Source: an optimization exercise on an open RTL-to-GDS flow (aim: small area and a short achievable clock period). Production flows keep margins and buffers that such runs may drop. RTL that was checked went through simulation tests only; none was proved equivalent to the original. Some runs may be left out. An edit can pass the tests and still lose a function that they never use. For runs 5 and 6, only the layout was checked, not whether the RTL still works.

--- flow/design.v: outline only ---
// module signed_Mult32_3_Y21_final_4: 6 lines
// module mult32_low: 941 lines
// module mult32_tree: 960 lines
// module mult32exact: 38 lines
// module ff_mult32appx: 61 lines
module ff_mult32appx(clk, aa, bb, yy1, yy2);
  // ...
==> flow/run.sh <==
#!/bin/bash
# synth_recipe.tcl (not shown) runs the flow's synth.tcl, then flattens the netlist and writes it again
# the make line also repeats each setting of config.mk as NAME=value (left out here)
make -C /OpenROAD-flow-scripts/flow DESIGN_CONFIG=/design/flow/config.mk WORK_HOME=/design/flow/orfs CLKGATE_MAP_FILE= SYNTH_SCRIPT=/design/flow/synth_recipe.tcl finish
==> flow/config.mk <==
export PLATFORM = sky130hd
export DESIGN_NAME = ff_mult32appx
export DESIGN_NICKNAME = ff_mult32appx
export VERILOG_FILES = /design/flow/design.v
export SDC_FILE = /design/flow/constraint.sdc
export NUM_CORES = 4
export LEC_CHECK = 0
export CAP_MARGIN = 20
export CORE_MARGIN = 2
export CORE_UTILIZATION = 40
export SETUP_SLACK_MARGIN = 4.0
export SLEW_MARGIN = 20
export TNS_END_PERCENT = 10
==> flow/constraint.sdc <==
create_clock -name core_clock -period 8.0 [get_ports {clk}]
set_input_delay 1.6000 -clock core_clock [delete_from_list [all_inputs] [get_ports {clk}]]
set_output_delay 1.6000 -clock core_clock [all_outputs]
set_load 0.01 [all_outputs]
Figure 1. Signal wires on met1 (run 1).
Drawn at 2 px/µm. Supply wires on this layer in grey.
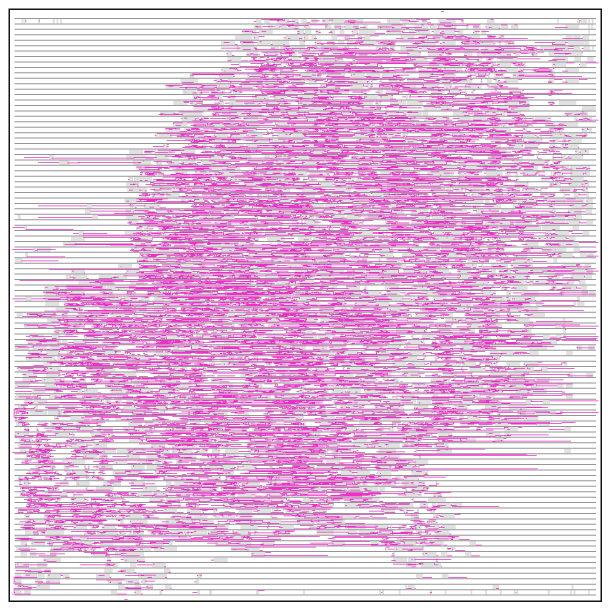
share of all routed wire = 40%
longest straight run = 81.4 µm
main direction = horizontal
nets with wire on the layer = 3702
via count: 25700
sum of routed wire length over all layers: 119000 µm

Figure 2. Clock nets (run 1).
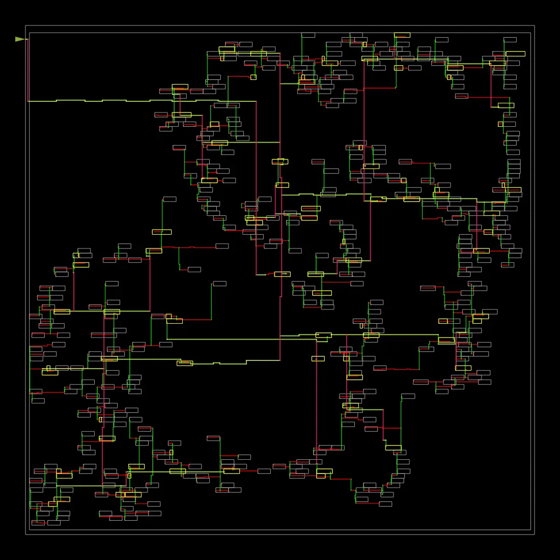
final setup skew: 0.0343 ns
sequential cell count: 392
Worst-Skew Late Latency: 0.62 ns

Figure 3. Sequential cells coloured by netlist name (run 1).
Drawn at 2 px/µm.
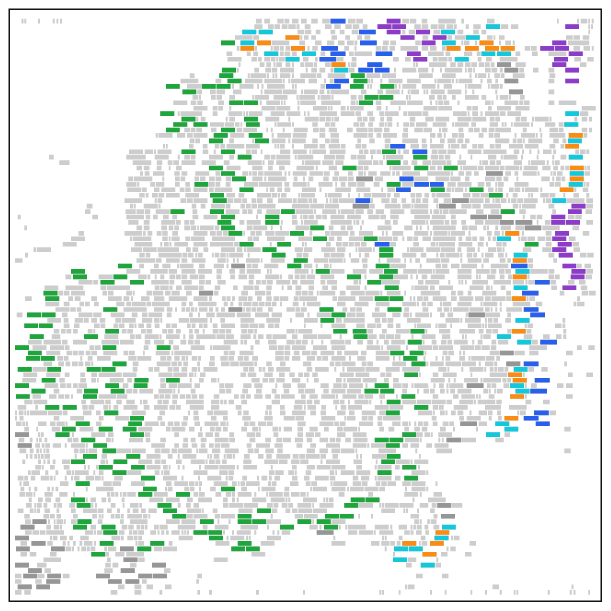
orange -> `pp`  # sequential cells 28
cyan -> `s0`  # sequential cells 40
blue -> `a1`  # sequential cells 32
green -> `cs`  # sequential cells 209
purple -> `yy1`  # sequential cells 33
sequential share of cell area: 19.4%
sequential standard cell area: 7950 µm²
Final Util: 48.9%

==> metrics.sh, run 1 <==
OUTCOME='complete, no violations'
SYN-MEAN-INSTANCE-AREA_UM2=10.1
CRIT_FANOUT=15
FINAL-HOLD-VIOLATION-COUNT=0
WORSTPATHREQUIRED_NS=8.49
LAYOUT-DRIVE-GT1-SHARE_PCT=17.4
CTS.SINKS=392
FIN_TNS_SETUP_NS=0
YS.FLOP_TYPE='sky130_fd_sc_hd__dfxtp_1'
CLKSLEWWORSTSETUPHOLDPATHS_NS=0.06
CRITICAL_PATH.CELL_CHAIN='dlygate4sd2_1 -> a22oi_2 -> xnor2_1 -> fa_2 -> fa_1 -> inv_1 -> fa_1'
SYNTH_TOP_FAMILY_BY_AREA='adder cells'
MOSTFREQUENTLAYOUTCELLS='sky130_fd_sc_hd__xnor2_1 (492), sky130_fd_sc_hd__inv_1 (461), sky130_fd_sc_hd__fa_1 (443)'
SYNTH_XOR_AREA_SHARE_PCT=15.4
INITIAL_CORE_UTIL_PCT=40.5
TIMING.HOLD.WS_NS=0.458
NUM_TAP_CELLS=1134
DR_PASS1_ITERATIONS=6
DETAIL_ROUTE.ITER0.VIOLATIONS=2641
SHORTEST_PERIOD_THE_WORST_PATH_ALLOWS_NS=4.19
MAPPEDNETLISTAREA_UM2=33900
CRITPATHMOSTFREQUENTCELL='sky130_fd_sc_hd__fa_1'
POSTCTSHOLDBUFS=0
PLACE_CONGESTION=0.859
FINAL.SIGNAL_BUFFER_COUNT=312
WORSTMARGINPINSLEW_NS=1.15
GRT_SETUP_UNREPAIRED='yes'
SYNTHADDERAREAFRAC_PCT=33.5
CTS-HTREE-LEVELS=2
ENDPOINT_KIND='register'
SYNTH_CELL_TYPES=54
GLOBAL_ROUTE.OVERFLOW_TOTAL=0
SYNTH-SIMPLE-AREA-SHARE_PCT=3.38
WL_MET1_UM=47700
HOLD_PATH_CLASS='reg -> reg'
CRIT_PATH_MAX_INCR_DELAY_NS=0.95
MAXCAPVIOLATIONS=0
CP_TOP_FAMILY='adder cells'
SYNTH-COMPOUND-AREA-SHARE_PCT=14.5
MET3_WIRELENGTH_UM=12000
SYNTHTOLAYOUTAREAGROWTH_PCT=20.7
SYNTHESIS.YOSYS.WARNINGS=1
DOMINANT_CELLS='multi-input gates'
FINAL_MAX_SLEW_VIOL_COUNT=0
COREAREA_UM2=83800
INVERTER_COUNT=486
PATH_DEPTH=7
CLOCK_TREE_FROM_TRITONCTS='built'
MAX_SLEW_MARGIN_PCT=23.1
HOLD_DEPTH=1
FINAL-CLK-CELL-SHARE_PCT=4.06
PLACED_CELLS=4405
CTS-ROOT-BUF='sky130_fd_sc_hd__clkbuf_16'
VIA_PER_INST=5.58
ANT_CELLS=1
NFILLCELLS=7768
WORSTPATHBUFFERINVERTERCOUNT=2
FRACTION_OF_AREA_IN_MULTI_INPUT_GATES_PCT=60.1
CTS-ROOT-TO-SINK-BUFFERS=3
FP.DIEH_UM=295
NUMCTSBUFFERS=49
PATH_CLASS='in -> reg'
DPL-INSTANCE-AREA_UM2=36600
DETAILED_PLACE_HPWL_UM=73600
NUMBER_OF_ENABLE_TYPE_REGISTER_CELLS_IN_THE_SYNTHESIZED_NETLIST=0
SIGNAL_BUFFER_AREA_FRACTION_PCT=8.38
GRT_UTIL_ALL_LAYERS_PCT=27.1
ANTENNA_LEFT=0
FLIP_FLOP_COUNT_OF_THE_LARGEST_REGISTER_ALL_COPIES_AND_WORDS_ADDED=209
GRT_ANTENNA_BEFORE_REPAIR=5
CRITICAL_PATH.SLOWEST_CELL='sky130_fd_sc_hd__dlygate4sd2_1'
CATEGORY_OF_THE_WORST_SETUP_PATH_LAUNCH_POINT='input port'
ENDPOINTS_FAILING_SETUP=0
SYNTHCELLS=3359
STD_CELL_ROWS=106
[run 1: repair_timing]
item	4_1_cts	5_1_grt
cloned	28	0
pin swaps	62	82
resized for setup	337	92
endpoints found under the setup margin	232	108
setup buffers	75	9
[run 1: synthesized netlist by cell type, drive strengths merged (2+ instances only)]
cell type	number
a211oi	5
a21o	26
a21oi	65
a22o	31
a22oi	466
a31o	9
a31oi	8
and2	37
and3	20
and4	2
buf	81
clkbuf	253
dfxtp	392
fa	474
ha	150
inv	485
mux2	16
mux2i	2
nand2	93
nand2b	3
nand3	7
nand4	6
nor2	21
nor2b	5
nor3	20
nor4	16
o211ai	2
o21a	2
o21ai	17
o21bai	13
o22ai	2
o311ai	2
o31a	2
o31ai	20
xnor2	503
xor2	93
[run 1: metal layers]
metal / vias up / global-route usage (%)
met5: - / 0
met4: 6 / 13.2
met3: 398 / 6.29
met2: 1483 / 42.1
met1: 12800 / 35.6
li1: 11000 / -
Figure 4. Gate families picked out (run 1).
Drawn at 1.5 px/µm.
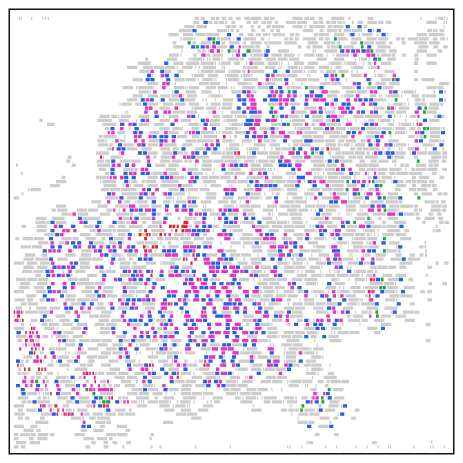

## Run 2: what changed since run 1
==> flow/flow/run.sh (new file) <==
#!/bin/bash
# The standard layout (standard.sh, unchanged synthesis and steps),
# with one change: the buffer on every input and output port is a
# sky130_fd_sc_hd__buf_4 instead of the buffer OpenROAD picks by default,
# which on this platform is a slow delay buffer (clkdlybuf4s50_1).
# All of standard.sh's output goes to standard.log here; ORFS keeps each
# step's full log under orfs/logs/.
set -euo pipefail
export BUFFER_PORTS_ARGS="-buffer_cell sky130_fd_sc_hd__buf_4"
bash standard.sh > standard.log 2>&1
==> flow/standard.sh (new file) <==
#!/bin/bash
# synth_recipe.tcl (not shown) runs the flow's synth.tcl, then flattens the netlist and writes it again
# the make line also repeats each setting of config.mk as NAME=value (left out here)
make -C /OpenROAD-flow-scripts/flow DESIGN_CONFIG=/design/flow/config.mk WORK_HOME=/design/flow/orfs CLKGATE_MAP_FILE= SYNTH_SCRIPT=/design/flow/synth_recipe.tcl "${@:-finish}"
--- a/flow/config.mk
+++ b/flow/config.mk
@@ -12,2 +12,2 @@
 export SLEW_MARGIN = 20
-export TNS_END_PERCENT = 10
+export TNS_END_PERCENT = 20
removed: flow/run.sh
Figure 5. Gate families picked out (run 2).
Drawn at 1.5 px/µm.
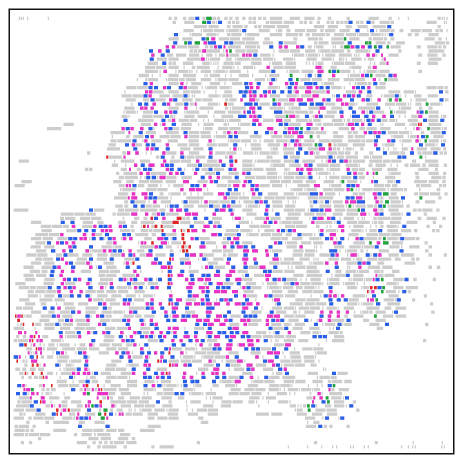
blue -> xor and xnor cells  # cells 596, where widely spread
green -> and/or cells  # cells 60
magenta -> aoi and oai cells  # cells 602, where widely spread
red -> nor cells  # cells 63
leading cell type in the layout, fill and taps excluded: sky130_fd_sc_hd__xnor2_1
fraction of area in multi-input gates: 61.0%
post-layout instance count excluding filler cells: 4552

Figure 6. Signal wires on met1 (run 2).
Drawn at 2 px/µm. Supply wires on this layer in grey.
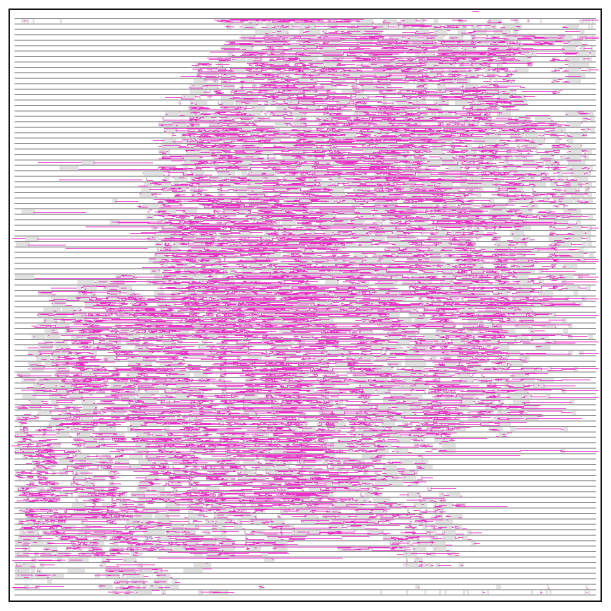
wire length on this layer = 45.8 mm
nets with wire on the layer = 3685
sum of routed wire length over all layers: 114000 µm
via count: 25300
met1 track utilization from global routing: 34.4%

Figure 7. Signal wires by layer (run 2).
Drawn at 1 px/µm. Two of the layers only.
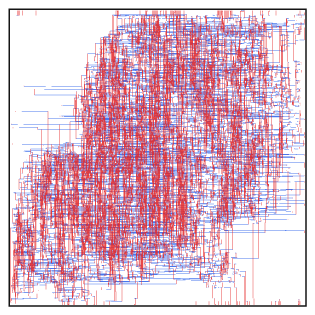
blue -> M1  # wire length 45.8 mm
red -> M2  # wire length 49.9 mm
all-layer global routing usage: 25.9%
drt wl/cell: 25.0 µm

==> run 2 against run 1 <==
Synthesized cell count unchanged. First-iteration DRC count down 7.7%. Register-to-register slack worse by 0.02 ns. Die area unchanged. Core utilization down 1.0 points. Worst setup slack better by 0.0061 ns. Design area down 2.1%. Area after synthesis unchanged. Clock skew up 0.0089 ns. Fmax up 0.15%. Critical endpoint is now s0[25]$_DFF_P_.
==> metrics.sh, run 2 <==
OUTCOME='complete, no violations'
SYNTH_TOP_FAMILY_BY_AREA='adder cells'
SYNTHESIS.YOSYS.WARNINGS=1
VIA_PER_INST=5.56
PLACED_CELLS=4368
MAPPEDNETLISTAREA_UM2=33900
SHORTEST_PERIOD_THE_WORST_PATH_ALLOWS_NS=4.19
INITIAL_CORE_UTIL_PCT=40.5
SYNTH-SIMPLE-AREA-SHARE_PCT=3.38
SYNTHADDERAREAFRAC_PCT=33.5
FIN_SKEW_NS=0.0432
SYN-MEAN-INSTANCE-AREA_UM2=10.1
FIN_TNS_SETUP_NS=0
DR_PASS1_ITERATIONS=7
HOLD_DEPTH=1
WORSTPATHBUFFERINVERTERCOUNT=2
HOLD_PATH_CLASS='reg -> reg'
PATH_CLASS='reg -> reg'
WORSTPATHREQUIRED_NS=8.57
CLOCK_TREE_FROM_TRITONCTS='built'
CATEGORY_OF_THE_WORST_SETUP_PATH_LAUNCH_POINT='register'
FINAL_UTIL_PCT=47.8
FINAL_MAX_SLEW_VIOL_COUNT=0
GRT_ANTENNA_BEFORE_REPAIR=6
SYNTH_CELL_TYPES=54
CRITPATHMOSTFREQUENTCELL='sky130_fd_sc_hd__fa_1'
NUMCTSBUFFERS=48
CLKSLEWWORSTSETUPHOLDPATHS_NS=0.06
PLACE_CONGESTION=0.844
MAXCAPVIOLATIONS=0
DPL-INSTANCE-AREA_UM2=36100
GLOBAL_ROUTE.OVERFLOW_TOTAL=0
TIMING.HOLD.WS_NS=0.438
POST-ROUTE-PERIOD-UTIL_PCT=52.3
YS.FLOP_TYPE='sky130_fd_sc_hd__dfxtp_1'
FINALNETCOUNT=4064
MOSTFREQUENTLAYOUTCELLS='sky130_fd_sc_hd__xnor2_1 (491), sky130_fd_sc_hd__inv_1 (458), sky130_fd_sc_hd__fa_1 (441)'
GRT_SETUP_UNREPAIRED='yes'
FP.DIEH_UM=295
CRITICAL_PATH.SLOWEST_CELL='sky130_fd_sc_hd__fa_1'
STD_CELL_ROWS=106
ENDPOINTS_FAILING_SETUP=0
CLK_LATENCY_NS=0.64
NUMBER_OF_ENABLE_TYPE_REGISTER_CELLS_IN_THE_SYNTHESIZED_NETLIST=0
CRIT_FANOUT=5
FIRST_GLOBAL_VIAS=26100
SYNTHTOLAYOUTAREAGROWTH_PCT=18.2
TIMING.CRITICAL_PATH.ARRIVAL_NS=4.75
CTS-ROOT-BUF='sky130_fd_sc_hd__clkbuf_16'
FINAL-HOLD-VIOLATION-COUNT=0
LARGEST_NET_DEGREE_AT_THE_START_OF_GLOBAL_ROUTING=62
LAYOUT-DRIVE-GT1-SHARE_PCT=19.5
CTS.SINKS=392
MOST_FREQUENT_CELLS_AFTER_SYNTHESIS='sky130_fd_sc_hd__xnor2_1 (503), sky130_fd_sc_hd__inv_1 (476), sky130_fd_sc_hd__fa_1 (474)'
SYNTH-COMPOUND-AREA-SHARE_PCT=14.5
DETAIL_ROUTE.DRC_VIOLATIONS=0
FLIP_FLOP_COUNT_OF_THE_LARGEST_REGISTER_ALL_COPIES_AND_WORDS_ADDED=209
DETAIL_ROUTE.ITER0.VIOLATIONS=2437
SYNTH_XOR_AREA_SHARE_PCT=15.4
CTS-HTREE-LEVELS=2
SYNTH_MOST_COMMON_CELL='sky130_fd_sc_hd__xnor2_1'
COREAREA_UM2=83800
CTS-ROOT-TO-SINK-BUFFERS=3
DETAILED_PLACE_HPWL_UM=71300
MAX_SLEW_MARGIN_PCT=57.1
ENDPOINT_KIND='register'
ANTENNA_LEFT=0
CRIT_PATH_MAX_INCR_DELAY_NS=0.50
WORSTMARGINPINSLEW_NS=0.637
PATH_DEPTH=15
run 2: cell counts after synthesis:
Identical to the previous run, type by type.
run 2: final cells by class:
| cell class | instances | area (µm²) |
|---|---|---|
| fill | 7788 | 43700 |
| multi-input combinational | 2186 | 24400 |
| sequential | 392 | 7950 |
| timing repair buffer | 261 | 2710 |
| inverter | 486 | 1920 |
| tap | 1134 | 1420 |
| clock buffer | 65 | 1340 |
| clock inverter | 25 | 313 |
| antenna | 3 | 7.51 |
run 2: layer usage:
metal / global-route usage (%) / up-vias / wire length (µm)
met5: 0 / - / 110
met2: 40.0 / 1427 / 49900
met4: 11.9 / 10 / 6000
li1: - / 10800 / -
met1: 34.4 / 12700 / 45800
met3: 6.25 / 355 / 11700
run 2: what timing repair did:
action | CTS | global route
setup buffers | 56 | 17
cloned | 14 | 4
gates resized for setup | 208 | 98
hold buffers | 0 | 0
endpoints found under the setup margin | 203 | 89
pin swaps | 57 | 93
Figure 8. Sequential cells coloured by netlist name (run 2).
Drawn at 2 px/µm.
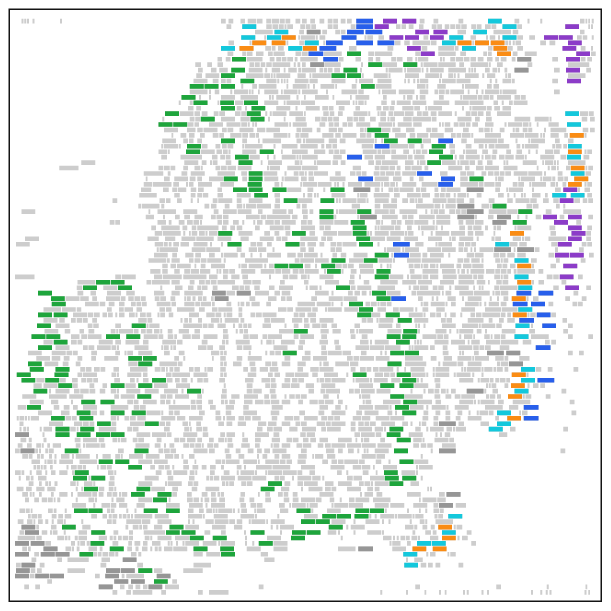

## Run 3: what changed since run 2
--- a/flow/config.mk
+++ b/flow/config.mk
@@ -12,2 +12,2 @@
 export SLEW_MARGIN = 20
-export TNS_END_PERCENT = 20
+export TNS_END_PERCENT = 10
Figure 9. Sequential cells coloured by netlist name (run 3).
Drawn at 2 px/µm.
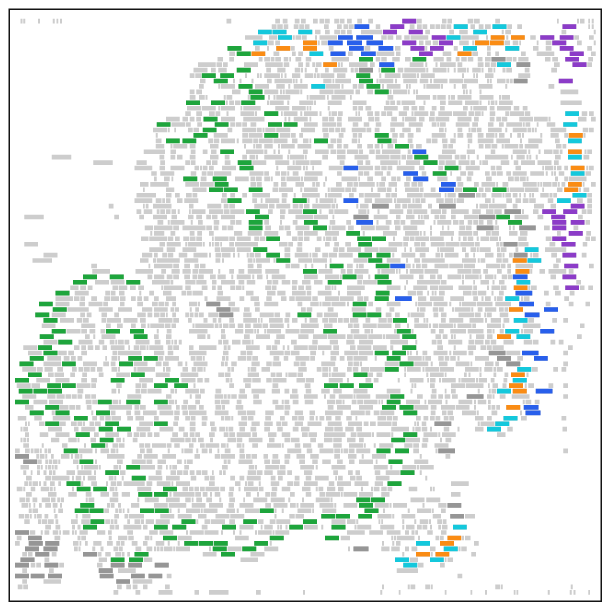
cyan -> `s0`  # sequential cells 40
orange -> `pp`  # sequential cells 28
purple -> `yy1`  # sequential cells 33
green -> `cs`  # sequential cells 209
blue -> `a1`  # sequential cells 32
Final Util: 47.5%
sequential standard cell area: 7940 µm²
sequential share of cell area: 20.0%

Figure 10. Signal wires on met1 (run 3).
Drawn at 2 px/µm. Supply wires on this layer in grey.
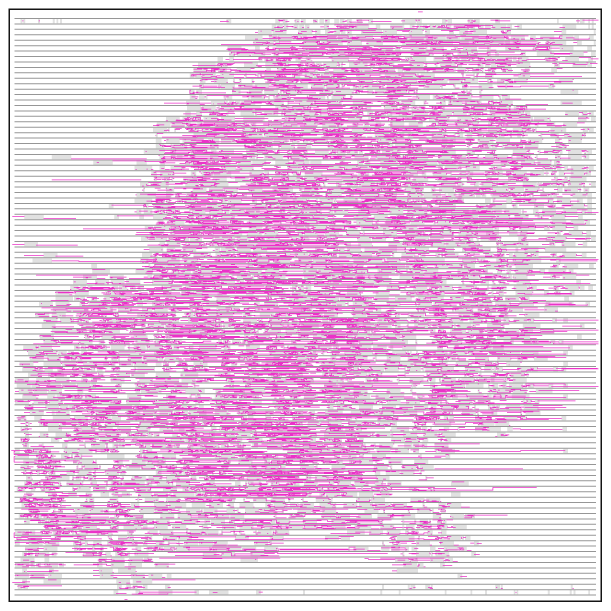
main direction = horizontal
wire length on this layer = 46.3 mm
longest straight run = 69.2 µm
share of all routed wire = 41%
nets with wire on the layer = 3644
met1 track utilization from global routing: 34.8%
via count: 25200

Figure 11. Clock nets (run 3).
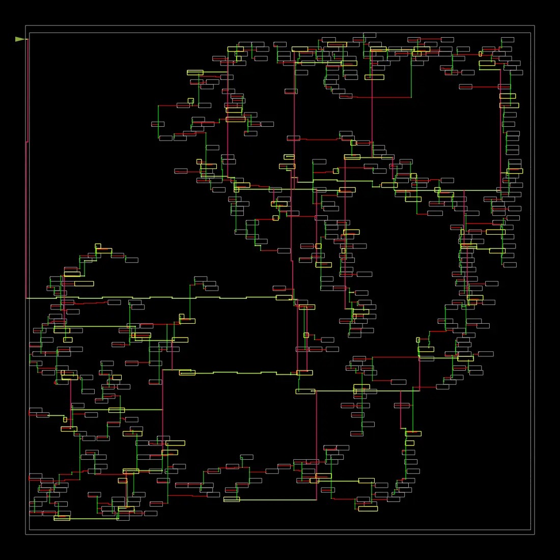
final setup skew: 0.0292 ns
final-layout clock buffer total: 58

==> run 3 against run 2 <==
Still clean. Area after synthesis did not move. Via count fell by 0.38%. Clock skew fell by 0.014 ns. Die area did not move. Largest cell class unchanged. Highest routed layer unchanged.
==> metrics.sh, run 3 <==
PLACED_CELLS=4372
DETAIL_ROUTE.WL_PER_CELL_UM=24.9
CRITPATHMOSTFREQUENTCELL='sky130_fd_sc_hd__fa_1'
SYNTH_CELL_TYPES=54
CRIT_PATH_MAX_INCR_DELAY_NS=0.51
HOLD_PATH_CLASS='reg -> reg'
SYN-MEAN-INSTANCE-AREA_UM2=10.1
SYNTH_TOP_FAMILY_BY_AREA='adder cells'
INITIAL_CORE_UTIL_PCT=40.5
DETAIL_ROUTE.WIRELENGTH_UM=113000
VIA_PER_INST=5.55
HOLD_DEPTH=1
FLIP_FLOP_COUNT_OF_THE_LARGEST_REGISTER_ALL_COPIES_AND_WORDS_ADDED=209
POST-ROUTE-PERIOD-UTIL_PCT=52.3
TIMING.HOLD.WS_NS=0.456
CELL_TYPE_WITH_THE_HIGHEST_AGGREGATE_AREA_IN_THE_NETLIST='sky130_fd_sc_hd__fa_1'
DP_WORST_SETUP_SLACK_NS=2.25
CTS-HTREE-LEVELS=2
DR_PASS1_ITERATIONS=6
WORSTPATHBUFFERINVERTERCOUNT=4
MAPPEDNETLISTAREA_UM2=33900
FINALNETCOUNT=4055
SYNTH_MOST_COMMON_CELL='sky130_fd_sc_hd__xnor2_1'
MOSTFREQUENTLAYOUTCELLS='sky130_fd_sc_hd__xnor2_1 (496), sky130_fd_sc_hd__inv_1 (473), sky130_fd_sc_hd__fa_1 (455)'
CRITICAL_PATH.CELL_CHAIN='buf_12 -> buf_4 -> a22oi_1 -> xnor2_1 -> fa_1 -> fa_1 -> inv_1 -> fa_1 -> fa_1 -> inv_1 -> ha_1 -> and3_1 -> and2_1 -> and3_1 -> and2_1'
DETAIL_ROUTE.DRC_VIOLATIONS=0
SHORTEST_PERIOD_THE_WORST_PATH_ALLOWS_NS=4.19
GRT_SETUP_UNREPAIRED='yes'
NFILLCELLS=7860
FIRST_GLOBAL_VIAS=26000
PATH_DEPTH=15
GRT_ANTENNA_BEFORE_REPAIR=8
CTS-ROOT-BUF='sky130_fd_sc_hd__clkbuf_16'
SYNTHADDERAREAFRAC_PCT=33.5
SYNTHESIS.YOSYS.WARNINGS=1
SYNTH_XOR_AREA_SHARE_PCT=15.4
YS.FLOP_TYPE='sky130_fd_sc_hd__dfxtp_1'
SYNTHCELLS=3359
DPL-INSTANCE-AREA_UM2=36000
PLACE_CONGESTION=0.841
NUMBER_OF_ENABLE_TYPE_REGISTER_CELLS_IN_THE_SYNTHESIZED_NETLIST=0
CATEGORY_OF_THE_WORST_SETUP_PATH_LAUNCH_POINT='register'
CP_TOP_FAMILY='adder cells'
OUTCOME='complete, no violations'
CRIT_FANOUT=4
CLK_LATENCY_NS=0.62
FINAL-HOLD-VIOLATION-COUNT=0
STD_CELL_ROWS=106
DETAILED_PLACE_HPWL_UM=71500
NUMCTSBUFFERS=48
CLKSLEWWORSTSETUPHOLDPATHS_NS=0.06
WORSTPATHREQUIRED_NS=8.48
LARGEST_NET_DEGREE_AT_THE_START_OF_GLOBAL_ROUTING=62
FIN_CELLS=4542
MOST_FREQUENT_CELLS_AFTER_SYNTHESIS='sky130_fd_sc_hd__xnor2_1 (503), sky130_fd_sc_hd__inv_1 (476), sky130_fd_sc_hd__fa_1 (474)'
PATH_CLASS='reg -> reg'
MAXCAPVIOLATIONS=0
CTS.REPAIR.RESIZED=181
MAX_SLEW_MARGIN_PCT=56.2
SYNTH-COMPOUND-AREA-SHARE_PCT=14.5
SYNTH-SIMPLE-AREA-SHARE_PCT=3.38
FIN_TNS_SETUP_NS=0
GLOBAL_ROUTE.OVERFLOW_TOTAL=0
SYNTHTOLAYOUTAREAGROWTH_PCT=17.2
LAYOUT-DRIVE-GT1-SHARE_PCT=17.3
WORSTMARGINPINSLEW_NS=0.652
DETAIL_ROUTE.ITER0.VIOLATIONS=2622
COREAREA_UM2=83800
FP.DIEH_UM=295
CRITICAL_PATH.SLOWEST_CELL='sky130_fd_sc_hd__fa_1'
POSTCTSHOLDBUFS=0
CTS-ROOT-TO-SINK-BUFFERS=3
GRT_UTIL_ALL_LAYERS_PCT=26.0
TIMING.CRITICAL_PATH.ARRIVAL_NS=4.67
FINAL_MAX_SLEW_VIOL_COUNT=0
ENDPOINTS_FAILING_SETUP=0
NUMBER_OF_BUFFERS_INSERTED_TO_REPAIR_SETUP_AFTER_CTS=54
ENDPOINT_KIND='register'
[run 3: cell type report]
cell class / instances / area (µm²) / area share (%)
clock inverters: 31 / 459 / 1.15
inverters: 486 / 1910 / 4.79
flip-flops and latches: 392 / 7940 / 20.0
multi-input cells: 2185 / 24100 / 60.6
clock buffers: 58 / 1330 / 3.34
repair buffers: 253 / 2600 / 6.53
well taps: 1134 / 1420 / 3.57
diodes: 3 / 7.51 / 0.0189
[run 3: cells by family after synthesis]
family / after synthesis
AOI/OAI and AO/OA: 675
xor gates and xnor gates: 596
adders and majority gates: 624
buffers and inverters: 820
DFF: 392
muxes: 18
other: 1
and+or+nand+nor: 233
[run 3: routing by layer]
| metal | GRT usage (%) | up-vias | part of all wire, % |
|---|---|---|---|
| li1 | - | 10800 | - |
| met2 | 40.6 | 1434 | 44 |
| met4 | 11.3 | 10 | 5.0 |
| met5 | 0 | - | 0.058 |
| met3 | 5.34 | 332 | 9.8 |
| met1 | 34.8 | 12600 | 41 |
Figure 12. Signal wires by layer (run 3).
Drawn at 1 px/µm. Two of the layers only.
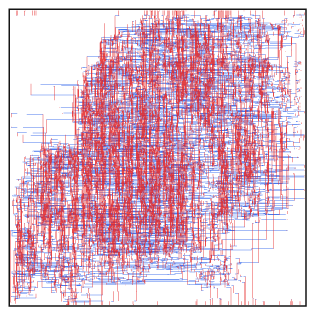

## Run 4: what changed since run 3
--- a/flow/config.mk
+++ b/flow/config.mk
@@ -9,3 +9,3 @@
 export CORE_MARGIN = 2
-export CORE_UTILIZATION = 40
+export CORE_UTILIZATION = 45
 export SETUP_SLACK_MARGIN = 4.0
Figure 13. Signal wires by layer (run 4).
Drawn at 1.5 px/µm. Two of the layers only.
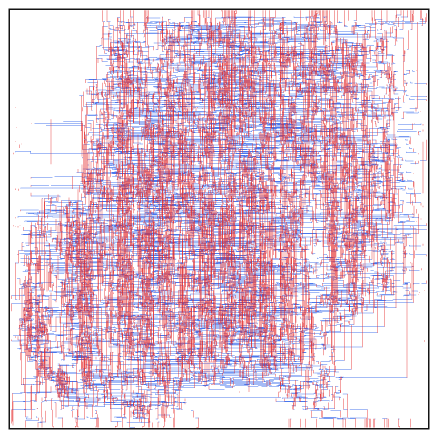
blue -> M1  # wire length 45.7 mm
red -> M2  # wire length 50.2 mm
all-layer global routing usage: 28.8%
via count: 25500

Figure 14. Signal wires on met1 (run 4).
Drawn at 2 px/µm. Supply wires on this layer in grey.
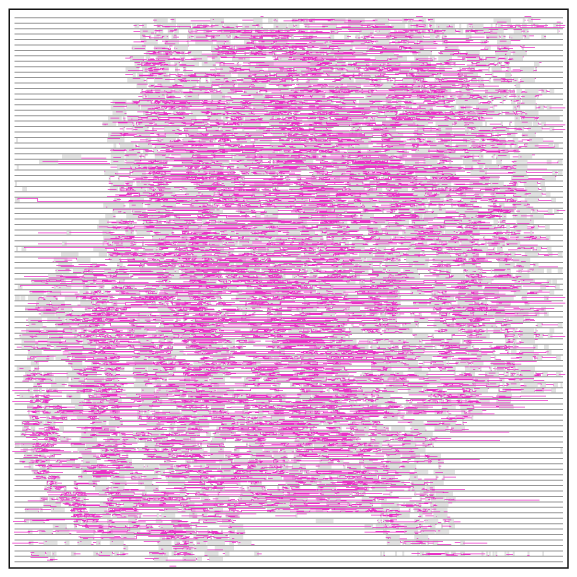
longest straight run = 95.9 µm
nets with wire on the layer = 3675
wire length on this layer = 45.7 mm
met1 track utilization from global routing: 38.7%
sum of routed wire length over all layers: 112000 µm

==> run 4 against run 3 <==
Die area decreased by 11%. Global-route usage increased by 2.8 points. Core utilization increased by 5.2 points. Register-to-register slack got worse by 0.10 ns. Area after synthesis unchanged. Design area decreased by 1.4%. Critical path depth decreased by 5. Flip-flop and latch count unchanged. Via count increased by 1.3%. Non-clock buffer count decreased by 25. Critical path type is now in -> reg. Highest routed layer unchanged.
==> metrics.sh, run 4 <==
CTS-ROOT-TO-SINK-BUFFERS=3
MOST_FREQUENT_CELLS_AFTER_SYNTHESIS='sky130_fd_sc_hd__xnor2_1 (503), sky130_fd_sc_hd__inv_1 (476), sky130_fd_sc_hd__fa_1 (474)'
DOMINANT_CELLS='multi-input gates'
PLACED_CELLS=4205
PATH_CLASS='in -> reg'
PATH_DEPTH=10
SYNTHTOLAYOUTAREAGROWTH_PCT=15.6
CRIT_PATH_MAX_INCR_DELAY_NS=0.57
CLK_LATENCY_NS=0.62
DP_WORST_SETUP_SLACK_NS=2.15
WORSTPATHREQUIRED_NS=8.49
INVERTER_COUNT=486
VIA_PER_INST=5.87
DETAIL_ROUTE.WL_PER_CELL_UM=25.7
FINALNETCOUNT=4027
MAPPEDNETLISTAREA_UM2=33900
OUTCOME='complete, no violations'
FINAL-CLK-CELL-SHARE_PCT=4.14
FIRST_GLOBAL_VIAS=27100
DR_PASS1_ITERATIONS=6
FINAL-HOLD-VIOLATION-COUNT=0
CRIT_FANOUT=32
DETAIL_ROUTE.ITER0.VIOLATIONS=2581
MET3_WIRELENGTH_UM=10700
DETAIL_ROUTE.DRC_VIOLATIONS=0
CRITICAL_PATH.SLOWEST_CELL='sky130_fd_sc_hd__fa_1'
CRITICAL_PATH.CELL_CHAIN='buf_12 -> inv_4 -> ha_1 -> mux2_4 -> a22oi_1 -> xnor2_1 -> fa_1 -> inv_1 -> fa_1 -> fa_1'
NUMBER_OF_ENABLE_TYPE_REGISTER_CELLS_IN_THE_SYNTHESIZED_NETLIST=0
INITIAL_CORE_UTIL_PCT=45.5
FP.DIEH_UM=279
MOSTFREQUENTLAYOUTCELLS='sky130_fd_sc_hd__xnor2_1 (491), sky130_fd_sc_hd__inv_1 (464), sky130_fd_sc_hd__fa_1 (450)'
SYN-MEAN-INSTANCE-AREA_UM2=10.1
AREA.SHARE.SEQUENTIAL_PCT=20.2
GRT_UTIL_MET3_PCT=6.31
WL_MET1_UM=45700
GLOBAL_ROUTE.OVERFLOW_TOTAL=0
ENDPOINTS_FAILING_SETUP=0
MULTIINPUTCOMBCELLCOUNT=2182
FRACTION_OF_AREA_IN_MULTI_INPUT_GATES_PCT=61.7
SIGNAL_BUFFER_AREA_FRACTION_PCT=6.00
YS.FLOP_TYPE='sky130_fd_sc_hd__dfxtp_1'
WORSTPATHBUFFERINVERTERCOUNT=3
LAYOUT-DRIVE-GT1-SHARE_PCT=17.2
HOLD_PATH_CLASS='reg -> reg'
FINAL_UTIL_PCT=52.6
ROUTE.MET2.WL_UM=50200
POST-ROUTE-PERIOD-UTIL_PCT=54.2
CATEGORY_OF_THE_WORST_SETUP_PATH_LAUNCH_POINT='input port'
HOLD_DEPTH=1
GRT_SETUP_UNREPAIRED='yes'
MAXCAPVIOLATIONS=0
TIMING.HOLD.WS_NS=0.446
SYNTHESIS.YOSYS.WARNINGS=1
GLOBAL_ROUTE.USAGE.MET2_PCT=45.1
CLOCK_TREE_FROM_TRITONCTS='built'
CP_TOP_FAMILY='adder cells'
CLOCK_BUFFER_COUNT=58
CTS-ROOT-BUF='sky130_fd_sc_hd__clkbuf_16'
CLKSLEWWORSTSETUPHOLDPATHS_NS=0.06
LAYOUT_COMMONEST_CELL='sky130_fd_sc_hd__xnor2_1'
DETAILED_PLACE_HPWL_UM=73300
NUM_TAP_CELLS=969
MAX_LAYER_USED='met5'
FLIP_FLOP_COUNT_OF_THE_LARGEST_REGISTER_ALL_COPIES_AND_WORDS_ADDED=209
STD_CELL_ROWS=100
WORSTMARGINPINSLEW_NS=0.871
ENDPOINT_KIND='register'
PLACE_CONGESTION=0.901
SHORTEST_PERIOD_THE_WORST_PATH_ALLOWS_NS=4.33
CTS-HTREE-LEVELS=2
SYNTHCELLS=3359
CRITPATHMOSTFREQUENTCELL='sky130_fd_sc_hd__fa_1'
NFILLCELLS=6618
MULTI_INPUT_COMB_AREA_UM2=24200
TIMING.CRITICAL_PATH.ARRIVAL_NS=4.82
GRT_ANTENNA_BEFORE_REPAIR=4
Figure 15. Clock nets (run 4).
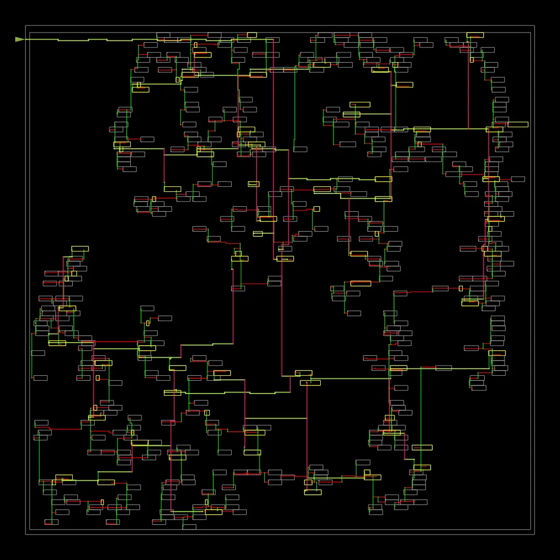
final setup skew: 0.0320 ns
Clock Sinks: 392
total clock buffers created by CTS: 48

==> run 4: cell families (layout without fill, tap and decap cells) <==
kind of cell    count (synthesis)  after routing  synth area share, %
flops                         392            392                 23.1
mux                            18             23                0.590
simple gates                  233            233                 3.38
fa+ha+maj                     624            624                 33.5
buf+inv                       820            801                 9.48
other cells                     1             33               0.0111
xor+xnor                      596            596                 15.4
compound gates                675            675                 14.5
==> run 4: metrics by stage <==
| step | instance area, µm² |
|---|---|
| 6_report | 39200 |
| 5_1_grt | 39200 |
| 4_1_cts | 39000 |
| 3_5_place_dp | 35800 |
| 3_3_place_gp | 35800 |
| 2_1_floorplan | 35200 |
==> run 4: what timing repair did <==
item                       CTS  global route
resized for setup          208            43
hold buffers                 0             0
pin swaps                   52            31
setup endpoints to repair  229            86
gates cloned                14             0
buffers inserted            32             6
Figure 16. Gate families picked out (run 4).
Drawn at 1.5 px/µm.
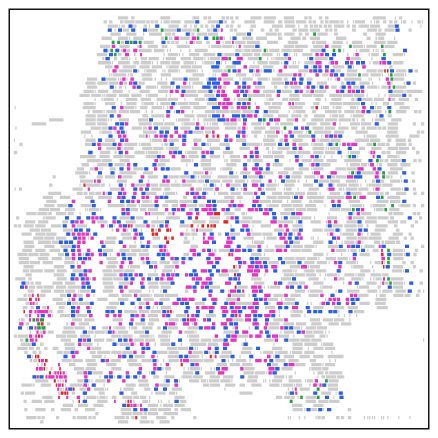

==> run 5: too many edits to list; what changed since run 4 <==
flow/design.v: 2006 -> 2169 lines; modules unchanged: 2
  mult32_tree: edited, 960 -> 1125 lines
  mult32exact: edited, 38 -> 43 lines
  ff_mult32appx: edited, 61 -> 54 lines
==> module mult32exact as of run 5 <==
module mult32exact(s0, pp, bg, bp, y);
  input [63:0] s0;
  input [63:0] pp;
  input [7:0] bg;
  input [7:0] bp;
  output [63:0] y;
  wire xg0_1 = bg[1] | (bp[1] & bg[0]);
  wire xp0_1 = bp[1] & bp[0];
  wire xg0_2 = bg[2] | (bp[2] & bg[1]);
  wire xp0_2 = bp[2] & bp[1];
  wire xg0_3 = bg[3] | (bp[3] & bg[2]);
  wire xp0_3 = bp[3] & bp[2];
  wire xg0_4 = bg[4] | (bp[4] & bg[3]);
  wire xp0_4 = bp[4] & bp[3];
  wire xg0_5 = bg[5] | (bp[5] & bg[4]);
  wire xp0_5 = bp[5] & bp[4];
  wire xg0_6 = bg[6] | (bp[6] & bg[5]);
  wire xp0_6 = bp[6] & bp[5];
  wire xg1_2 = xg0_2 | (xp0_2 & bg[0]);
  wire xp1_2 = xp0_2 & bp[0];
  wire xg1_3 = xg0_3 | (xp0_3 & xg0_1);
  wire xp1_3 = xp0_3 & xp0_1;
  wire xg1_4 = xg0_4 | (xp0_4 & xg0_2);
  wire xp1_4 = xp0_4 & xp0_2;
  wire xg1_5 = xg0_5 | (xp0_5 & xg0_3);
  wire xp1_5 = xp0_5 & xp0_3;
  wire xg1_6 = xg0_6 | (xp0_6 & xg0_4);
  wire xp1_6 = xp0_6 & xp0_4;
  wire xg2_4 = xg1_4 | (xp1_4 & bg[0]);
  wire xp2_4 = xp1_4 & bp[0];
  wire xg2_5 = xg1_5 | (xp1_5 & xg0_1);
  wire xp2_5 = xp1_5 & xp0_1;
  wire xg2_6 = xg1_6 | (xp1_6 & xg1_2);
  wire xp2_6 = xp1_6 & xp1_2;
  assign y[7:0] = s0[7:0] ^ ({8{1'b0}} & pp[7:0]);
  assign y[15:8] = s0[15:8] ^ ({8{bg[0]}} & pp[15:8]);
  assign y[23:16] = s0[23:16] ^ ({8{xg0_1}} & pp[23:16]);
  assign y[31:24] = s0[31:24] ^ ({8{xg1_2}} & pp[31:24]);
  assign y[39:32] = s0[39:32] ^ ({8{xg1_3}} & pp[39:32]);
  assign y[47:40] = s0[47:40] ^ ({8{xg2_4}} & pp[47:40]);
  assign y[55:48] = s0[55:48] ^ ({8{xg2_5}} & pp[55:48]);
  assign y[63:56] = s0[63:56] ^ ({8{xg2_6}} & pp[63:56]);
endmodule
==> module ff_mult32appx as of run 5 <==
module ff_mult32appx(clk, aa, bb, yy1, yy2);
  input clk;
  input [31:0] aa;
  input [31:0] bb;
  output [63:0] yy1, yy2;
  wire [33:0] bx = {1'b0, bb, 1'b0};
  wire [16:0] e1_d, e2_d, en_d;
  genvar j;
  generate for (j = 0; j < 16; j = j + 1) begin : g_enc
    wire hi = bx[2*j+2], mi = bx[2*j+1], lo = bx[2*j];
    assign e1_d[j] = mi ^ lo;
    assign e2_d[j] = (hi & ~mi & ~lo) | (~hi & mi & lo);
    assign en_d[j] = hi;
  end endgenerate
  assign e1_d[16] = bb[31];
  assign e2_d[16] = 1'b0;
  assign en_d[16] = 1'b0;
  wire [208:0] cs_d;
  mult32_low u_low (.aa(aa), .bb(bb), .e1_d(e1_d[11:0]), .e2_d(e2_d[11:0]), .en_d(en_d), .cs(cs_d));
  reg [31:0] a1;
  reg [16:12] e1, e2, en;
  reg [208:0] cs;
  reg za, zb, b1one;
  always @(posedge clk) begin
    a1 <= aa;
    e1 <= e1_d[16:12];
    e2 <= e2_d[16:12];
    en <= en_d[16:12];
    cs <= cs_d;
    za <= ~|aa;
    zb <= ~|bb;
    b1one <= (bb == 32'd1);
  end
  wire [63:0] s0_d;
  wire [63:0] pp_d;
  wire [7:0] bg_d;
  wire [7:0] bp_d;
  mult32_tree u_tree (.a1(a1), .e1(e1), .e2(e2), .en(en), .cs(cs), .s0(s0_d), .pp(pp_d), .bg(bg_d), .bp(bp_d));
  wire [63:0] y1_d;
  signed_Mult32_3_Y21_final_4 u_appx (.a(a1), .zero(za | zb), .one(b1one), .y(y1_d));
  reg  [63:0] s0;
  reg  [63:0] pp;
  reg  [7:0] bg;
  reg  [7:0] bp;
  reg [63:0] yy1;
  always @(posedge clk) begin
    s0 <= s0_d;
    pp <= pp_d;
    bg <= bg_d;
    bp <= bp_d;
    yy1 <= y1_d;
  end
  mult32exact u_add (.s0(s0), .pp(pp), .bg(bg), .bp(bp), .y(yy2));
endmodule
==> flow/run.sh (new file) <==
#!/bin/bash
# synth_recipe.tcl (not shown) runs the flow's synth.tcl, then flattens the netlist and writes it again
# the make line also repeats each setting of config.mk as NAME=value (left out here)
make -C /OpenROAD-flow-scripts/flow DESIGN_CONFIG=/design/flow/config.mk WORK_HOME=/design/flow/orfs CLKGATE_MAP_FILE= SYNTH_SCRIPT=/design/flow/synth_recipe.tcl finish
--- a/flow/config.mk
+++ b/flow/config.mk
@@ -8,5 +8,5 @@
 export CAP_MARGIN = 20
 export CORE_MARGIN = 2
-export CORE_UTILIZATION = 45
+export CORE_UTILIZATION = 40
 export SETUP_SLACK_MARGIN = 4.0
 export SLEW_MARGIN = 20
removed: flow/flow/run.sh
removed: flow/standard.sh
Figure 17. Gate families picked out (run 5).
Drawn at 1.5 px/µm.
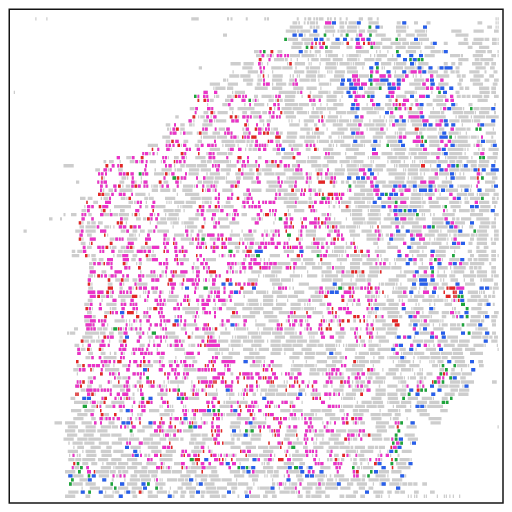
magenta -> aoi and oai cells  # cells 1412
green -> and/or cells  # cells 119, where widely spread
blue -> xor and xnor cells  # cells 287
red -> nor cells  # cells 373
post-layout instance count excluding filler cells: 6309
leading cell type in the layout, fill and taps excluded: sky130_fd_sc_hd__nand2_1
fraction of area in multi-input gates: 63.9%

Figure 18. Clock nets (run 5).
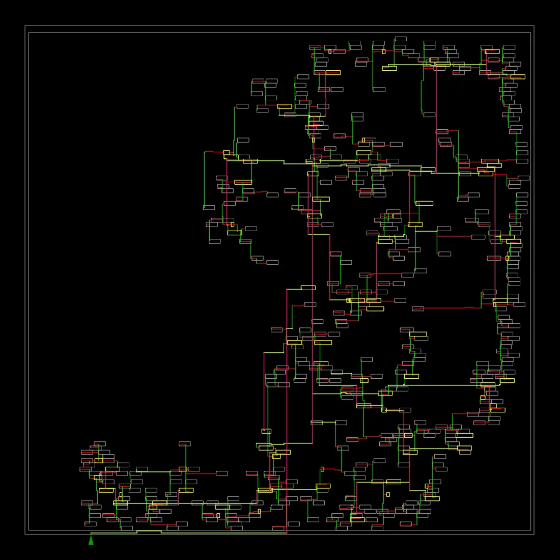
Worst-Skew Late Latency: 0.63 ns
final-layout clock buffer total: 64
sequential cell count: 408

==> run 5 against run 4 <==
Still clean. Wire length grew 40%. Synthesized cell count grew 52%. Non-clock buffer count is 117 higher.
==> metrics.sh, run 5 <==
TIMING.HOLD.WS_NS=0.442
VIAS=38200
DPL-INSTANCE-AREA_UM2=43900
ENDPOINT_KIND='primary output'
SHORTEST_PERIOD_THE_WORST_PATH_ALLOWS_NS=4.31
LARGEST_NET_DEGREE_AT_THE_START_OF_GLOBAL_ROUTING=92
ENDPOINTS_FAILING_SETUP=0
MAPPEDNETLISTAREA_UM2=42100
MAXCAPVIOLATIONS=0
HOLD_DEPTH=1
DETAILED_PLACE_HPWL_UM=106000
INITIAL_CORE_UTIL_PCT=40.5
FINAL-HOLD-VIOLATION-COUNT=0
HOLD_PATH_CLASS='reg -> reg'
SYNTH_SEQUENTIAL_AREA_RATIO_PCT=19.4
CATEGORY_OF_THE_WORST_SETUP_PATH_LAUNCH_POINT='register'
CRITICAL_PATH.SLOWEST_CELL='sky130_fd_sc_hd__a2111o_2'
DP_WORST_SETUP_SLACK_NS=2.16
GRT_SETUP_UNREPAIRED='yes'
WORSTPATHBUFFERINVERTERCOUNT=2
MAX_SLEW_MARGIN_PCT=36.7
CTS-ROOT-BUF='sky130_fd_sc_hd__clkbuf_16'
CLOCK_TREE_FROM_TRITONCTS='built'
NUMCTSBUFFERS=48
FIN_TNS_SETUP_NS=0
FP.DIEH_UM=328
CTS.REPAIR.RESIZED=347
NUMBER_OF_BUFFERS_INSERTED_TO_REPAIR_SETUP_AFTER_CTS=43
NUMBER_OF_ENABLE_TYPE_REGISTER_CELLS_IN_THE_SYNTHESIZED_NETLIST=0
CTS.SINKS=408
PLACED_CELLS=6135
POSTCTSHOLDBUFS=0
FLIP_FLOP_COUNT_OF_THE_LARGEST_REGISTER_ALL_COPIES_AND_WORDS_ADDED=209
SYNTH_MOST_COMMON_CELL='sky130_fd_sc_hd__nand2_1'
STD_CELL_ROWS=118
YS.FLOP_TYPE='sky130_fd_sc_hd__dfxtp_1'
CP_TOP_FAMILY='compound AO/OA/AOI/OAI gates'
PATH_DEPTH=7
CTS-HTREE-LEVELS=2
DETAIL_ROUTE.DRC_VIOLATIONS=0
GRT_UTIL_ALL_LAYERS_PCT=28.0
GRT_ANTENNA_BEFORE_REPAIR=5
TIMING.CRITICAL_PATH.ARRIVAL_NS=2.71
CRIT_PATH_MAX_INCR_DELAY_NS=0.65
MOST_FREQUENT_CELLS_AFTER_SYNTHESIS='sky130_fd_sc_hd__nand2_1 (491), sky130_fd_sc_hd__fa_1 (475), sky130_fd_sc_hd__a21oi_1 (468)'
SYNTHESIS.YOSYS.WARNINGS=1
WORSTPATHREQUIRED_NS=6.40
FIN_SKEW_NS=0.0339
DETAIL_ROUTE.WL_PER_CELL_UM=24.8
DETAIL_ROUTE.ITER0.VIOLATIONS=4817
OUTCOME='complete, no violations'
GLOBAL_ROUTE.OVERFLOW_TOTAL=0
FINALNETCOUNT=5550
CLKSLEWWORSTSETUPHOLDPATHS_NS=0.06
LAYOUT.CELL_AREA.NON_FILLER_UM2=47900
COREAREA_UM2=104000
PLACE_CONGESTION=0.961
MOSTFREQUENTLAYOUTCELLS='sky130_fd_sc_hd__nand2_1 (481), sky130_fd_sc_hd__fa_1 (458), sky130_fd_sc_hd__inv_1 (456)'
SYNTHTOLAYOUTAREAGROWTH_PCT=14.0
CELL_TYPE_WITH_THE_HIGHEST_AGGREGATE_AREA_IN_THE_NETLIST='sky130_fd_sc_hd__fa_1'
PATH_CLASS='reg -> out'
VIA_PER_INST=6.06
DETAIL_ROUTE.WIRELENGTH_UM=156000
CRITICAL_PATH.CELL_CHAIN='a21o_4 -> a2111o_2 -> a31o_4 -> buf_12 -> nand2_4 -> xnor2_1 -> buf_2'
Figure 19. Sequential cells coloured by netlist name (run 5).
Drawn at 2 px/µm.
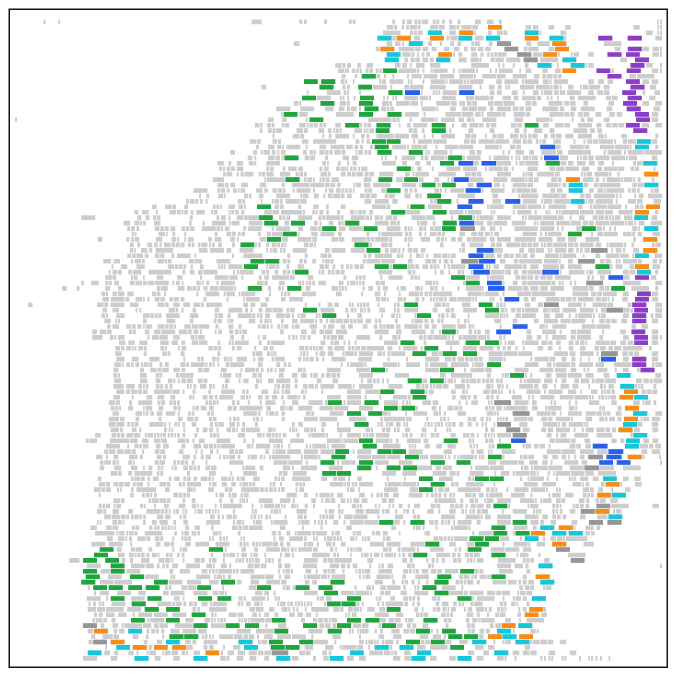
green -> `cs`  # sequential cells 209
purple -> `yy1`  # sequential cells 33, where upper right
blue -> `a1`  # sequential cells 32
cyan -> `s0`  # sequential cells 64, where widely spread
orange -> `pp`  # sequential cells 42, where widely spread
not coloured = 28
sequential standard cell area: 8260 µm²
sequential share of cell area: 17.2%
Final Util: 46.1%

run 5: logic make-up (layout without fill, tap and decap cells):
logic type	count (synthesis)	count (layout)	synth area share [%]
fa+ha+maj	737	737	29.6
xor+xnor	287	287	5.98
flops	408	408	19.4
other cells	1	34	0.00892
mux	1	1	0.0238
simple gates	1022	1025	11.0
compound gates	1533	1533	23.7
buf+inv	1100	904	10.3
run 5: area by class of cell:
cell class | count | area [µm²] | share of cell area, %
flip-flops and latches | 408 | 8260 | 17.2
well taps | 1380 | 1730 | 3.60
multi-input cells | 3614 | 30600 | 63.9
inverters | 471 | 1820 | 3.79
clock inverters | 23 | 385 | 0.804
repair buffers | 345 | 3770 | 7.86
diodes | 3 | 7.51 | 0.0157
repair inverters | 1 | 5.00 | 0.0104
clock buffers | 64 | 1350 | 2.82
run 5: routing by layer:
layer  wire length, µm  GRT usage (%)
met3             19800           6.42
met2             66000           41.0
met1             64800           40.6
met5                13              0
met4              5660           9.04
Figure 20. Signal wires by layer (run 5).
Drawn at 1 px/µm. Two of the layers only.
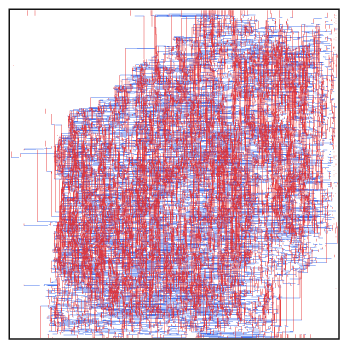

## Run 6: what changed since run 5
--- a/flow/design.v
+++ b/flow/design.v
@@ -2125,4 +2125,5 @@
     wire hi = bx[2*j+2], mi = bx[2*j+1], lo = bx[2*j];
-    assign e1_d[j] = mi ^ lo;
-    assign e2_d[j] = (hi & ~mi & ~lo) | (~hi & mi & lo);
+    wire one = mi ^ lo, both = mi & lo;
+    assign e1_d[j] = one;
+    assign e2_d[j] = hi ? ~(one | both) : both;
     assign en_d[j] = hi;
==> flow/flow/run.sh (new file) <==
#!/bin/bash
# The standard layout (standard.sh, unchanged synthesis and steps),
# with one change: the buffer on every input and output port is a
# sky130_fd_sc_hd__buf_4 instead of the buffer OpenROAD picks by default,
# which on this platform is a slow delay buffer (clkdlybuf4s50_1).
# All of standard.sh's output goes to standard.log here; ORFS keeps each
# step's full log under orfs/logs/.
set -euo pipefail
export BUFFER_PORTS_ARGS="-buffer_cell sky130_fd_sc_hd__buf_4"
bash standard.sh > standard.log 2>&1
==> flow/standard.sh (new file) <==
#!/bin/bash
# synth_recipe.tcl (not shown) runs the flow's synth.tcl, then flattens the netlist and writes it again
# the make line also repeats each setting of config.mk as NAME=value (left out here)
make -C /OpenROAD-flow-scripts/flow DESIGN_CONFIG=/design/flow/config.mk WORK_HOME=/design/flow/orfs CLKGATE_MAP_FILE= SYNTH_SCRIPT=/design/flow/synth_recipe.tcl "${@:-finish}"
removed: flow/run.sh
Figure 21. Signal wires by layer (run 6).
Drawn at 1 px/µm. Two of the layers only.
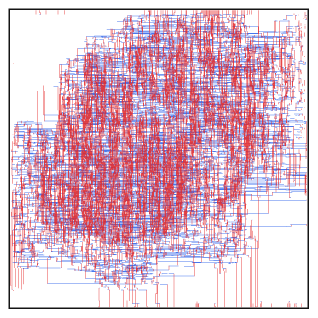
blue -> M1  # wire length 46.5 mm
red -> M2  # wire length 49.6 mm
drt wl/cell: 24.5 µm
via count: 25400
all-layer global routing usage: 25.1%
sum of routed wire length over all layers: 112000 µm

Figure 22. Sequential cells coloured by netlist name (run 6).
Drawn at 2 px/µm.
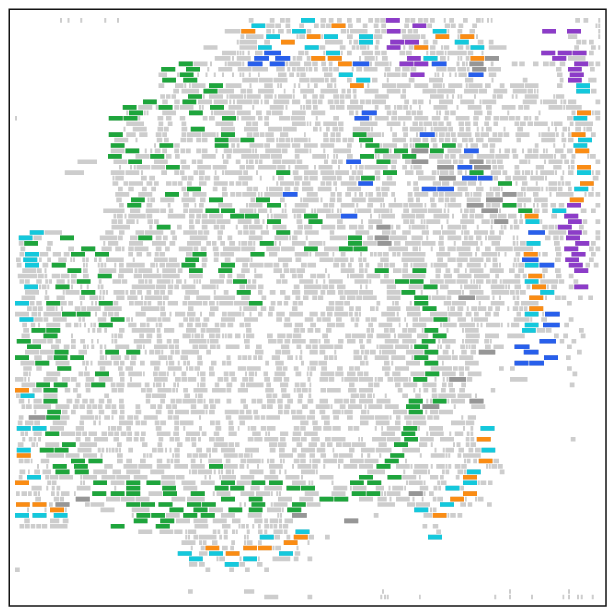
green -> `cs`  # sequential cells 209, where widely spread
orange -> `pp`  # sequential cells 42, where widely spread
cyan -> `s0`  # sequential cells 64, where widely spread
blue -> `a1`  # sequential cells 32
purple -> `yy1`  # sequential cells 33
sequential share of cell area: 20.7%

==> run 6 against run 5 <==
Still clean on timing, DRC and antenna. First-iteration DRC count decreased by 46%. Wire length fell by 28%.
==> metrics.sh, run 6 <==
OUTCOME='complete, no violations'
MAXCAPVIOLATIONS=0
CELL_TYPE_WITH_THE_HIGHEST_AGGREGATE_AREA_IN_THE_NETLIST='sky130_fd_sc_hd__fa_1'
GLOBAL_ROUTE.USAGE.MET2_PCT=38.8
SYNTH_CELL_TYPES=54
NUMBER_OF_BUFFERS_INSERTED_TO_REPAIR_SETUP_AFTER_CTS=42
NFILLCELLS=7999
GRT_MOST_USED_LAYER='met2'
CRIT_FANOUT=6
DPL-INSTANCE-AREA_UM2=36400
FIN_CELLS=4579
CRITICAL_PATH.CELL_CHAIN='buf_4 -> a22oi_2 -> xnor2_2 -> fa_2 -> fa_2 -> inv_2 -> fa_2 -> fa_1 -> inv_2 -> fa_2 -> a21o_1 -> a21oi_4 -> o21ai_2 -> nor2_1 -> xnor2_1'
MET3_WIRELENGTH_UM=11000
MOST_FREQUENT_CELLS_AFTER_SYNTHESIS='sky130_fd_sc_hd__xnor2_1 (524), sky130_fd_sc_hd__fa_1 (475), sky130_fd_sc_hd__a22oi_1 (464), sky130_fd_sc_hd__inv_1 (464), sky130_fd_sc_hd__dfxtp_1 (408)'
FINAL_UTIL_PCT=46.8
MAX_SLEW_MARGIN_PCT=45.0
WORSTPATHBUFFERINVERTERCOUNT=3
GRT_ANTENNA_BEFORE_REPAIR=5
PLACED_CELLS=4432
REGAREA_UM2=8280
SYNTHTOLAYOUTAREAGROWTH_PCT=15.8
MAPPEDNETLISTAREA_UM2=34500
GRT_UTIL_MET3_PCT=5.24
ENDPOINTS_FAILING_SETUP=0
WL_MET1_UM=46500
SYN-MEAN-INSTANCE-AREA_UM2=10.1
CTS.REPAIR.RESIZED=223
VIA_PER_INST=5.55
MULTI_INPUT_COMB_AREA_UM2=24400
PLACE_CONGESTION=0.861
PATH_CLASS='reg -> reg'
LARGEST_NET_DEGREE_AT_THE_START_OF_GLOBAL_ROUTING=49
SYNTH_SEQUENTIAL_AREA_RATIO_PCT=23.7
GLOBALROUTEMET1UTIL_PCT=34.3
SYNTH_MOST_COMMON_CELL='sky130_fd_sc_hd__xnor2_1'
SYNTHESIS.YOSYS.WARNINGS=1
PATH_DEPTH=15
DETAILED_PLACE_HPWL_UM=75100
GLOBAL_ROUTE.OVERFLOW_TOTAL=0
FIRST_GLOBAL_VIAS=26100
LAYOUT-DRIVE-GT1-SHARE_PCT=17.6
POSTCTSHOLDBUFS=0
FINAL_MAX_SLEW_VIOL_COUNT=0
WORSTMARGINPINSLEW_NS=0.818
FINAL-HOLD-VIOLATION-COUNT=0
HOLD_PATH_CLASS='reg -> reg'
DETAIL_ROUTE.ITER0.VIOLATIONS=2598
ROUTE.MET2.WL_UM=49600
FLIP_FLOP_COUNT_OF_THE_LARGEST_REGISTER_ALL_COPIES_AND_WORDS_ADDED=209
FP.DIEH_UM=298
COREAREA_UM2=85300
Figure 23. Clock nets (run 6).
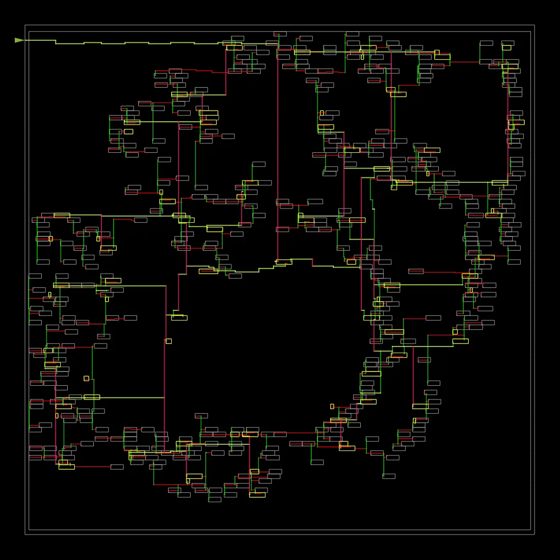
final setup skew: 0.0320 ns
final-layout clock buffer total: 67
Clock Sinks: 408
Worst-Skew Late Latency: 0.61 ns

run 6: changes by cell type after synthesis, moves of 117 or more:
cell                       change
sky130_fd_sc_hd__clkbuf_1    -204
sky130_fd_sc_hd__nor2_1      -190
sky130_fd_sc_hd__maj3_1      -141
sky130_fd_sc_hd__nand2_1     -356
sky130_fd_sc_hd__xnor2_1     +327
sky130_fd_sc_hd__o22ai_1     -200
sky130_fd_sc_hd__buf_1       -117
sky130_fd_sc_hd__o21ai_0     -162
sky130_fd_sc_hd__a22oi_1     +215
sky130_fd_sc_hd__a21oi_1     -423
run 6: cell families (layout without fill, tap and decap cells):
family	Yosys count	in the layout	synth area share, %
xor+xnor	583	583	14.8
buf+inv	813	796	9.61
fa+ha+maj	626	626	33.1
other cells	1	32	0.0109
mux	17	23	0.606
simple gates	328	328	4.67
flops	408	408	23.7
compound gates	639	639	13.5
run 6: final cells by class:
class	instances	area share, %
clock buffer	67	3.44
clock inverter	20	0.621
sequential	408	20.7
multi-input combinational	2230	61.1
timing repair buffer	235	5.87
antenna	1	0.00627
tap	1144	3.59
inverter	474	4.66

[what the ideal ports hide]
No port has a modelled driver above. Below, the same layouts with a new extraction and two added sets of constraints.
Step 1: set_driving_cell puts a clkbuf_16 on clk and a buf_2 on each other input, an assumption about the parent block.
Step 2 adds t to the input delays and takes it off the output delays; t is the mean of the earliest and latest rising clock arrival at the registers after step 1. Input paths then give back, and output paths get back, about the clock's delay inside the block.
a / b / c = no drivers / after step 1 / after step 2; a / b = the first two.
run	t (ns)	slack for setup (ns)	hold WS [ns]	worst setup path after step 2	worst register clock-pin slew, ns
run 1	0.669	3.807 / 3.834 / 3.179	0.458 / 0.458 / 0.458	input to register	0.06 / 0.06
run 2	0.687	3.813 / 3.813 / 3.176	0.438 / 0.438 / 0.438	input to register	0.07 / 0.07
run 3	0.668	3.814 / 3.810 / 3.142	0.456 / 0.456 / 0.456	input to register	0.07 / 0.07
run 4	0.667	3.666 / 3.668 / 3.001	0.446 / 0.446 / 0.446	input to register	0.06 / 0.06
run 5	0.682	3.689 / 3.621 / 3.123	0.442 / 0.442 / 0.442	input to register	0.08 / 0.08
run 6	0.665	3.781 / 3.781 / 3.156	0.453 / 0.453 / 0.453	input to register	0.06 / 0.06
After both steps setup and hold are still met in every run listed. The setup slack of run 3, which loses most, moves by -0.004 ns with the drivers and by -0.672 ns with both steps.
